What follows belongs to an exercise in optimizing a design on an open flow for a short achievable clock period and few clock cycles; a production flow would make more cautious choices.
Function was checked by simulation only, so behaviour that the tests miss may differ from the original.
No activity file was given, so power comes from the tool's default toggle rates.

Fig. 1: floorplan with the power grid
(1 px per um) Pins as bars on the die edge.
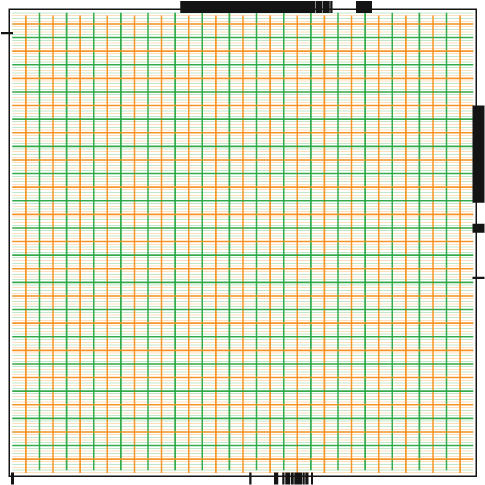
Fig. 2: cells coloured by class
(1 px per um)
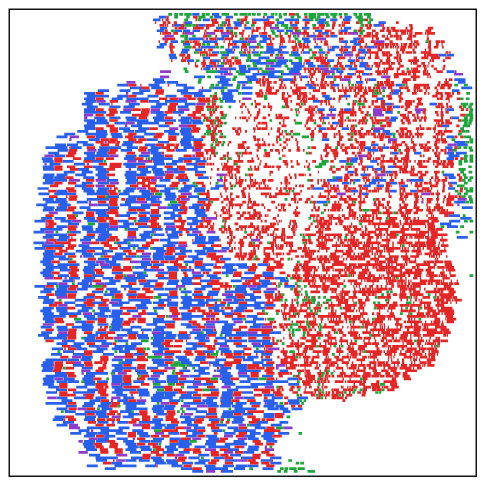
Fig. 3: clock wires, drivers and flops
(1.5 px per um)
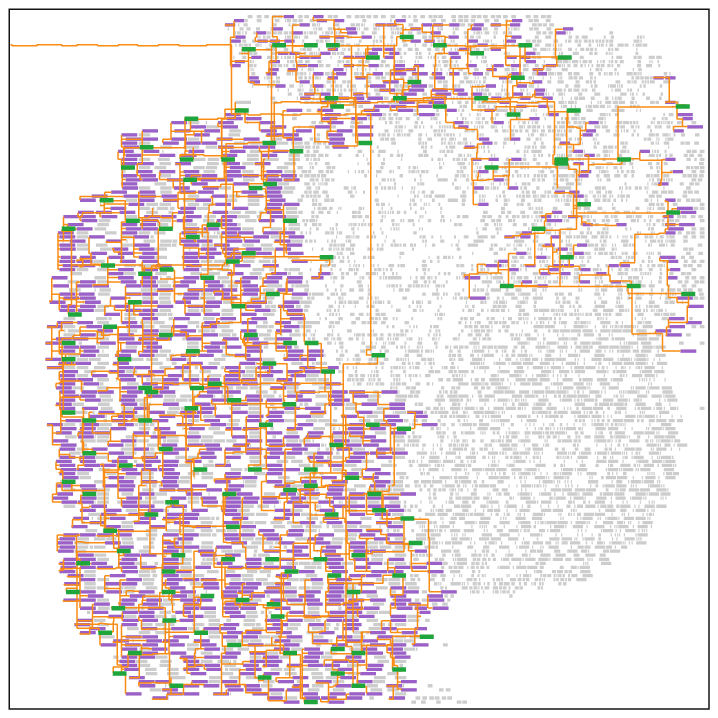
File: flow/config.mk
export PLATFORM = sky130hd
export DESIGN_NAME = custom_cpu
export DESIGN_NICKNAME = custom_cpu
export VERILOG_FILES = /design/flow/design.v
export SDC_FILE = /design/flow/constraint.sdc
export NUM_CORES = 4
export LEC_CHECK = 0
export CAP_MARGIN = 20
export CORE_MARGIN = 2
export CORE_UTILIZATION = 40
export SLEW_MARGIN = 20
File: flow/constraint.sdc
create_clock -name core_clock -period 11.0 [get_ports {clk}]
set_input_delay 2.2000 -clock core_clock [delete_from_list [all_inputs] [get_ports {clk}]]
set_output_delay 2.2000 -clock core_clock [all_outputs]
set_load 0.01 [all_outputs]
File: flow/design.v
`timescale 10 ns / 1 ns
module alu(
	input  [32 - 1:0]  A,
	input  [32 - 1:0]  B,
	input  [              2:0]  ALUop,
	output                      Overflow,
	output                      CarryOut,
	output                      Zero,
	output [32 - 1:0]  Result
);
	wire CarryIn = (ALUop[2]==1'b1||ALUop[1:0]==2'b11);								 
	wire [32 :0] A_Extended = {A[32 - 1],A};	 
	wire [32 :0] B_Extended = {B[32 - 1],B};
	wire [32 :0] B_Convert = (ALUop[2]==1'b1||ALUop[1:0]==2'b11)? ~B_Extended : B_Extended; 
	wire [32 + 1:0] C = A_Extended+B_Convert+CarryIn;	 
	wire [32 - 1:0] Less;
	assign Result=({32{ALUop==3'b000}}&(A&B))
				|({32{ALUop==3'b001}}&(A|B))
				|({32{ALUop==3'b100}}&(A^B))
				|({32{ALUop==3'b101}}&~(A|B))
				|({32{ALUop[1:0]==2'b10}}&(C[32 - 1:0]))
				|({32{ALUop[1:0]==2'b11}}&(Less));
	assign Zero=(Result==32'b0);
	assign CarryOut=(ALUop[2]||ALUop[1:0])^C[32+1];
	assign Overflow=C[32]^C[32-1];				 
	assign Less={{(32-1){1'b0}},(ALUop[2]&&C[32])||((~ALUop[2])&&CarryOut)};
endmodule
`timescale 10 ns / 1 ns
module shifter (
	input  [32 - 1:0] A,
	input  [              4:0] B,
	input  [              1:0] Shiftop,
	output [32 - 1:0] Result
);
	localparam Left_logical     = 2'b00;
	localparam Right_logical    = 2'b10;
	localparam Right_arthimetic = 2'b11;
	wire   [2*32-1:0] extended_data = {{32{A[32-1]}},A};
	assign Result = {32{Shiftop==Left_logical}} & (A<<B) |
	                {32{Shiftop==Right_logical}} & (A>>B) |
					{32{Shiftop==Right_arthimetic}} & extended_data[{1'b0,B}+:32];
endmodule
`timescale 10 ns / 1 ns
module reg_file(
	input                       clk,
	input  [5 - 1:0]  waddr,
	input  [5 - 1:0]  raddr1,
	input  [5 - 1:0]  raddr2,
	input                       wen,
	input  [32 - 1:0]  wdata,
	output [32 - 1:0]  rdata1,
	output [32 - 1:0]  rdata2
);
	reg [32-1:0] rf [31:0];
	always @(posedge clk)
	begin
		if(wen==1'b1 && waddr!=5'b0) 
		rf [waddr]<= wdata; 
	end
	assign rdata1=(raddr1==0)?0:rf[raddr1];
	assign rdata2=(raddr2==0)?0:rf[raddr2]; 
endmodule
`timescale 10ns / 1ns
module custom_cpu(
	input         clk,
	input         rst,
	output [31:0] PC,
	output        Inst_Req_Valid,
	input         Inst_Req_Ready,
	input  [31:0] Instruction,
	input         Inst_Valid,
	output        Inst_Ready,
	output [31:0] Address,
	output        MemWrite,
	output [31:0] Write_data,
	output [ 3:0] Write_strb,
	output        MemRead,
	input         Mem_Req_Ready,
	input  [31:0] Read_data,
	input         Read_data_Valid,
	output        Read_data_Ready,
	output [31:0] cpu_perf_cnt_0,
	output [31:0] cpu_perf_cnt_1,
	output [31:0] cpu_perf_cnt_2
);
	wire [31:0] opnumber_1, opnumber_2;
	wire [ 2:0] ALUop;
	wire overflow,carryout,zero;
	wire [31:0] result_1;
	wire [31:0] shift_data;
	wire [ 4:0] shift_amount;
	wire [ 1:0] shiftop;
	wire [31:0] result_2;
	wire [ 4:0] RF_raddr1;
	wire [ 4:0] RF_raddr2;
	wire [31:0] RF_rdata1, RF_rdata2;
	wire	    RF_wen;
	wire [ 4:0] RF_waddr;
	wire [31:0]	RF_wdata;
	alu alu_u0(opnumber_1,opnumber_2,ALUop,overflow,carryout,zero,result_1); 
	shifter shifter_u0(shift_data,shift_amount,shiftop,result_2); 
	reg_file reg_file_u0(clk,RF_waddr,RF_raddr1,RF_raddr2,RF_wen,RF_wdata,RF_rdata1,RF_rdata2); 
	reg  [31:0] IR;  
	reg  [31:0] MDR;  
	reg  [31:0] PC_reg;  
	reg  [31:0] PC_next_reg;  
	reg  [31:0] ALUout;  
	wire [ 6:0] opcode      = IR[ 6: 0];
	wire [ 4:0] rd          = IR[11: 7];
	wire [ 2:0] funct3      = IR[14:12];
	wire [ 4:0] rs1         = IR[19:15];
	wire [ 4:0] rs2         = IR[24:20];
	wire [ 6:0] funct7      = IR[31:25];
	wire [11:0] I_immediate = IR[31:20];
	wire [11:0] S_immediate = {IR[31:25],IR[11:7]};
	wire [12:0] B_immediate = {IR[31],IR[7],IR[30:25],IR[11:8],1'b0};
	wire [31:0] U_immediate = {IR[31:12],12'b0};
	wire [20:0] J_immediate = {IR[31],IR[19:12],IR[20],IR[30:21],1'b0};
	wire R_type            = opcode[5] && opcode[4] && ~opcode[2];
	wire I_type            = ~opcode[5] && opcode[4] && ~opcode[2];
	wire R_calculate       = R_type && ~R_shift && ~multiply;
	wire R_shift           = R_type && (funct3[1:0]==2'b01);
	wire multiply          = R_type && (funct7[0]);
	wire I_calculate       = I_type && ~I_shift;
	wire I_shift           = I_type && (funct3[1:0]==2'b01);
	wire calculate         = R_calculate || I_calculate;
	wire shift             = R_shift || I_shift;
	wire jump              = opcode[6] && opcode[2];
	wire branch            = opcode[6] && ~opcode[2];
	wire load              = ~opcode[5] && ~opcode[4];
	wire store             = ~opcode[6] && opcode[5] && ~opcode[4];
	wire load_imm          = ~opcode[6] && opcode[2];
	wire jal               = jump && opcode[3];
	wire jalr              = jump && ~opcode[3];
	wire [2:0] ALUsrc_state = {(current_state[3:1]==3'b000), current_state[3],current_state[2]||current_state[1]};  
	wire [1:0] ALUsrcA      = {jalr,load_imm};
	wire [2:0] ALUsrcB1     = {branch,jal,jalr};
	wire [3:0] ALUsrcB2     = {load_imm,branch || R_calculate || multiply,load || I_calculate,store};
	localparam INIT      = 9'b000000001,  
			   IF        = 9'b000000010,  
			   IW        = 9'b000000100,  
			   ID        = 9'b000001000,  
			   EX        = 9'b000010000,  
			   STORE     = 9'b000100000,  
			   LOAD      = 9'b001000000,  
			   RDW       = 9'b010000000,  
			   WB        = 9'b100000000;  
	reg [8:0] current_state;
	reg [8:0] next_state;
	always @(posedge clk)begin
		if(rst==1'b1)
			current_state <= INIT;
		else
			current_state <= next_state;
	end
	always @(*)begin
		if(rst==1'b1)
			next_state = INIT;
		else begin
			case(current_state)
			INIT: 
				next_state = IF;  
			IF:   begin
				if(Inst_Req_Ready==1'b1)  
					next_state = IW;
				else
					next_state = IF;
			end
			IW:   begin
				if(Inst_Valid==1'b1)  
					next_state = ID;
				else
					next_state = IW;
			end
			ID:   
				next_state = EX;  
			EX:   begin
				if(branch)
					next_state = IF;
				else if(calculate||shift||jump||load_imm||multiply)
					next_state = WB;
				else if(store)
					next_state = STORE;
				else if(load)
					next_state = LOAD;
				else
					next_state = EX;
			end
			STORE:begin
				if(Mem_Req_Ready==1'b1)  
					next_state = IF;
				else
					next_state = STORE;
			end
			LOAD: begin
				if(Mem_Req_Ready==1'b1)  
					next_state = RDW;
				else
					next_state = LOAD;
			end
			RDW:  begin
				if(Read_data_Valid==1'b1)  
					next_state = WB;
				else
					next_state = RDW;
			end
			WB:
				next_state = IF;
			default:
				next_state = INIT;
			endcase
		end
	end
	always @(posedge clk)begin
		if(current_state==INIT)  
			PC_next_reg <= 32'b0;
		else if(current_state==IF || current_state==IW)  
			PC_next_reg <= ALUout;
	end
	wire [2:0] branch_type = {funct3[2:1]==2'b00,funct3[2:1]==2'b10,funct3[2:1]==2'b11};
	wire branch_condition = branch_type[2] && (funct3[0]^zero) ||
							branch_type[1] && (funct3[0]^result_1[0]) ||
							branch_type[0] && (funct3[0]^carryout);  
	always @(posedge clk)begin
		if(current_state==INIT)
			PC_reg <= 32'b0;
		else if(current_state==ID && ~jump && ~branch && ~load_imm)
			PC_reg <= PC_next_reg;
		else if(current_state==EX)begin
			if(branch && branch_condition)
				PC_reg <= ALUout;
			else if(branch && ~branch_condition)
				PC_reg <= PC_next_reg;
			else if(jump)
				PC_reg <= ALUout;
			else if(load_imm)
				PC_reg <= PC_next_reg;
		end
	end
	always @(posedge clk)begin
		if(current_state[2] && Inst_Valid)
			IR <= Instruction;
	end
	always @(posedge clk)begin
		if(current_state[7] && Read_data_Valid)
			MDR <= Read_data;
	end
	always @(posedge clk)begin
		ALUout <= result_1;
	end
	assign PC = PC_reg;
	assign RF_raddr1       = rs1;
	assign RF_raddr2       = rs2;
	wire   write_condition = calculate||shift||load||load_imm||jump||multiply;
	assign RF_wen          = (current_state == WB)&&(write_condition);
	assign RF_waddr        = rd;
	wire [31:0] calculate_wdata = {32{calculate}} & ALUout;
	wire [31:0] shift_wdata     = {32{shift}} & result_2;
	wire [63:0] full_multiply_result = RF_rdata1*RF_rdata2;
	wire [31:0] multiply_wdata  = {32{multiply}} & full_multiply_result[31:0];
	wire [31:0] jump_wdata      = {32{jump}} & PC_next_reg;
	wire [31:0] load_imm_wdata  = {32{load_imm}} & (opcode[5]? U_immediate:ALUout);
	wire [31:0] load_wdata; 
	wire [ 7:0] target_byte     = MDR[{ALUout[1:0],3'b0}+:8];
	wire [15:0] target_halfword = MDR[{ALUout[1:0],3'b0}+:16];
	wire [31:0] zeroextended_target_byte = {{24{1'b0}},target_byte};
	wire [31:0] zeroextended_target_halfword = {{16{1'b0}},target_halfword};
	wire [31:0] signextended_target_byte = {{24{target_byte[7]}},target_byte};
	wire [31:0] signextended_target_halfword = {{16{target_halfword[15]}},target_halfword};
	assign load_wdata           = {32{load}} &
								  {{32{(funct3==3'b000)}} & signextended_target_byte |
	                               {32{(funct3==3'b001)}} & signextended_target_halfword |
								   {32{(funct3==3'b010)}} & MDR |
								   {32{(funct3==3'b100)}} & zeroextended_target_byte |
								   {32{(funct3==3'b101)}} & zeroextended_target_halfword};
	assign RF_wdata             = load_wdata | calculate_wdata | shift_wdata | multiply_wdata |jump_wdata | load_imm_wdata;
	assign opnumber_1               = {32{ALUsrc_state[0]}} & PC_reg |
									  {32{ALUsrc_state[1]}} & (ALUsrcA[1]? RF_rdata1:PC_reg) |
									  {32{ALUsrc_state[2]}} & (ALUsrcA[0]? PC_reg:RF_rdata1);
	wire [31:0] signextended_Iimm   = {{20{I_immediate[11]}},I_immediate};
	wire [31:0] signextended_Jimm   = {{11{J_immediate[20]}},J_immediate};
	wire [31:0] signextended_Bimm   = {{19{B_immediate[12]}},B_immediate};
	wire [31:0] signextended_Simm   = {{20{S_immediate[11]}},S_immediate};
	assign opnumber_2               = {32{ALUsrc_state[0]}} & 32'b100 |
									  {32{ALUsrc_state[1]}} & {
										{32{ALUsrcB1[0]}} & signextended_Iimm |
										{32{ALUsrcB1[1]}} & signextended_Jimm |
										{32{ALUsrcB1[2]}} & signextended_Bimm } |
									  {32{ALUsrc_state[2]}} & {
										{32{ALUsrcB2[0]}} & signextended_Simm |
										{32{ALUsrcB2[1]}} & signextended_Iimm |
										{32{ALUsrcB2[2]}} & RF_rdata2 |
										{32{ALUsrcB2[3]}} & U_immediate};
	wire ADD_type              = (funct3==3'b000);
	wire AND_type              = funct3[2];
	wire SLT_type              = (funct3[2:1]==2'b01);
	wire [2:0] AND_op          = {~funct3[1],1'b0,funct3[1:0]==2'b10};
	wire [2:0] SLT_op          = {~funct3[0],2'b11};
	wire [2:0] ALUop_Rcal      = {3{R_calculate}} &
							     {{3{ADD_type}} & {funct7[5],2'b10} |
	                              {3{AND_type}} & AND_op |
							      {3{SLT_type}} & SLT_op};
	wire [2:0] ALUop_Ical      = {3{I_calculate}} &
								 {{3{ADD_type}} & {3'b010} |
								  {3{AND_type}} & AND_op |
								  {3{SLT_type}} & SLT_op};
	wire [2:0] ALUop_branch    = {3{branch}} &
								 {{3{~funct3[2]}} & 3'b110 |
								  {3{funct3[2:1]==2'b10}} & 3'b111 |
								  {3{funct3[1]}} & 3'b011};
	assign ALUop               = {3{ALUsrc_state[0] || ALUsrc_state[1]}} & {3'b010} |
								 {3{ALUsrc_state[2]}} & {
									{3{jump||load||store||load_imm}} & {3'b010} |
									ALUop_branch | ALUop_Rcal | ALUop_Ical
								 };
	assign shift_data   = shift? RF_rdata1 : RF_rdata2;
	assign shift_amount = {5{R_shift}} & RF_rdata2[4:0] |
						  {5{I_shift}} & I_immediate[4:0] |
						  {5{store}} & {ALUout[1:0],3'b000};
	assign shiftop      = {2{shift}} & {funct3[2],funct7[5]} |
						  {2{store}} & {2'b00};
	assign Inst_Req_Valid = current_state[1];
	assign Inst_Ready     = current_state[0] | current_state[2];
	assign Read_data_Ready= current_state[0] | current_state[7];
	assign MemRead        = current_state[6];
	assign MemWrite       = current_state[5];
	assign Address        = {32{current_state[1]}} & PC_reg |
						    {32{current_state[5] || current_state[6]}} & {ALUout[31:2],{2'b0}};
	assign Write_data     = result_2;
	wire [3:0] sb_strb    = {4{funct3[1:0]==2'b00}} & {ALUout[1:0]==2'b11,ALUout[1:0]==2'b10,ALUout[1:0]==2'b01,ALUout[1:0]==2'b00};
	wire [3:0] sh_strb    = {4{funct3[0]}} & {{2{ALUout[1]}},{2{~ALUout[1]}}};
	wire [3:0] sw_strb    = {4{funct3[1]}} & {4'b1111};
	assign Write_strb     = {4{store}} & (sb_strb | sh_strb | sw_strb);
	reg [31:0] cycle_cnt;
	always @(posedge clk)begin
		if(rst==1'b1)
			cycle_cnt <= 32'b0;
		else
			cycle_cnt <= cycle_cnt+32'b1;
	end
	assign cpu_perf_cnt_0 = cycle_cnt;
	reg [31:0] mem_cycle_cnt;
	always @(posedge clk)begin
		if(rst==1'b1)
			mem_cycle_cnt <= 32'b0;
		else if((current_state[6] || current_state[5]) && Mem_Req_Ready)  
			mem_cycle_cnt <= mem_cycle_cnt+32'b1;
	end
	assign cpu_perf_cnt_1 = mem_cycle_cnt;
	reg [31:0] inst_cycle_cnt;
	always @(posedge clk)begin
		if(rst==1'b1)
			inst_cycle_cnt <= 32'b0;
		else if(current_state[1] && Inst_Req_Ready)  
			inst_cycle_cnt <= inst_cycle_cnt+32'b1;
	end
	assign cpu_perf_cnt_2 = inst_cycle_cnt;
endmodule
File: flow/run.sh
#!/bin/bash
# synth_recipe.tcl (not shown) runs the flow's synth.tcl, then flattens the netlist and writes it again
# the make line also repeats each setting of config.mk as NAME=value (left out here)
make -C /OpenROAD-flow-scripts/flow DESIGN_CONFIG=/design/flow/config.mk WORK_HOME=/design/flow/orfs CLKGATE_MAP_FILE= SYNTH_SCRIPT=/design/flow/synth_recipe.tcl finish
==> parameters.txt <==
Parameter                              Value

Global routing
  Routing layer with the top usage in global route ... met2
  Global route total overflow ... 0
  Met3 layer usage reported by global route ... 4.94%
  Global routing usage on met1 ... 37.8%

Synth
  Warning count from the yosys run ... 2
  EDFF count, synth ... 1,086
  Leading cell type by number of instances after synthesis ... edfxtp_1
  Most area-hungry cell type in the Yosys netlist ... edfxtp_1
  Sequential-to-total area share from yosys stat ... 43.2%
  Area share of the largest cell type after synthesis ... 38.3%
  Fraction of the mapped netlist area in compound gates ... 7.71%

Min path
  Hold Path Origin ... PC_next_reg[6]
  Capture endpoint of the worst hold path ... PC_next_reg[6]
  Worst hold path depth ... 2

Power
  Flop+latch power ... 0.00673 W
  Main power-consuming group ... combinational logic
  Switching power ... 0.0138 W
  P_leak ... 36.4 nW
  Comb group ... 0.0186 W

Drt
  Uppermost layer routed ... met5
  Mean routed wirelength per cell ... 31.5 um
  Detailed router's first-iteration violation count ... 8,351
  Post-Route M1 WL ... 120,000 um
  Number of vias in the routed layout ... 62,032
  Wire length on met3 ... 29,100 um
  DR WL met2 ... 147,000 um

Cells and area
  Register containing the most flip-flops in the final layout ... reg_file_u0.rf
  Antenna cell count ... 8
  Cell class ranked first by area ... multi-input combinational cells
  Most frequent standard cell in the layout excluding fill and tap cells ... edfxtp_1
  Clock network area share ... 4.89%
  Count of plain and timing-repair buffers ... 643

Worst setup path
  Endpoint of the most critical setup path ... reg_file_u0.rf[15][30]
  Highest-delay cell along the critical path ... mux2i_1
  Worst setup SP type ... register
  Most used cell, CP ... fa_1
  Endpoint of the worst-slack reg-to-reg timing path ... reg_file_u0.rf[15][30]

CTS
  Hold Buf Count CTS ... 0

Placed design
  Number of port buffers ... 268
  Placed cell count ... 9,805

Status
  Outcome ... no timing/DRC/antenna violations
Testbench counts, summed over its fixed seeds: cycles 373,407.
About Fig. 1:
Green stands for VDD. Orange stands for VSS.
The core has 169 rows. 33 straps on met5. 170 met1 rails follow the rows. 271 signal pins sit on the boundary.
area inside the core boundary: 212,000 sq um
chip height: 465 um

About Fig. 2:
Blue stands for flip-flops, cells 1,297, share of their area 39%. Red stands for all other logic, cells 5,044, share of their area 50%. Purple stands for clock drivers and dummy loads, cells 261, share of their area 5.1%. Green stands for other buffers and delay cells, cells 643, share of their area 6.2%.
Core Rows: 169
fraction of area in registers: 37.6%
Layout Cell Area excl Fill: 98,100 sq um
core utilization of the finished layout: 46.3%

About Fig. 3:
Green stands for cells driving clock nets, count 143. Purple stands for flip-flops, count 1,297. Orange stands for clock wires, length 17,100 um.
There are 144 routed clock nets.
setup clock skew after layout: 0.0738 ns
clock network fraction of total power: 16.3%
clock latency at the later pin of the worst-skew pair: 0.84 ns

what the ideal ports hide:
Ports are ideal in the flow. The routed layout listed here was re-timed in OpenROAD.
Step 1 sets driving cells, clkbuf_16 on the clock port and buf_2 on the other inputs (assumed; they add their load-dependent delay and slew).
Step 2 also shifts input and output timing later by t, the mid clock arrival at the registers, as if the neighbouring blocks saw the same clock.
Three values: ideal, step 1, step 2; two values: the first two.
t, ns: 0.901
setup slack, ns: 0.471 / 0.471 / 0.471
worst hold slack (ns): 0.494 / 0.494 / 0.494
clock arrival spread, ns: 0.074 / 0.074
worst slew at a driven data input, ns: 0.09
After both steps setup and hold are still met in this run. The setup slack of this run moves by 0.000 ns with the drivers and by 0.000 ns with both steps.
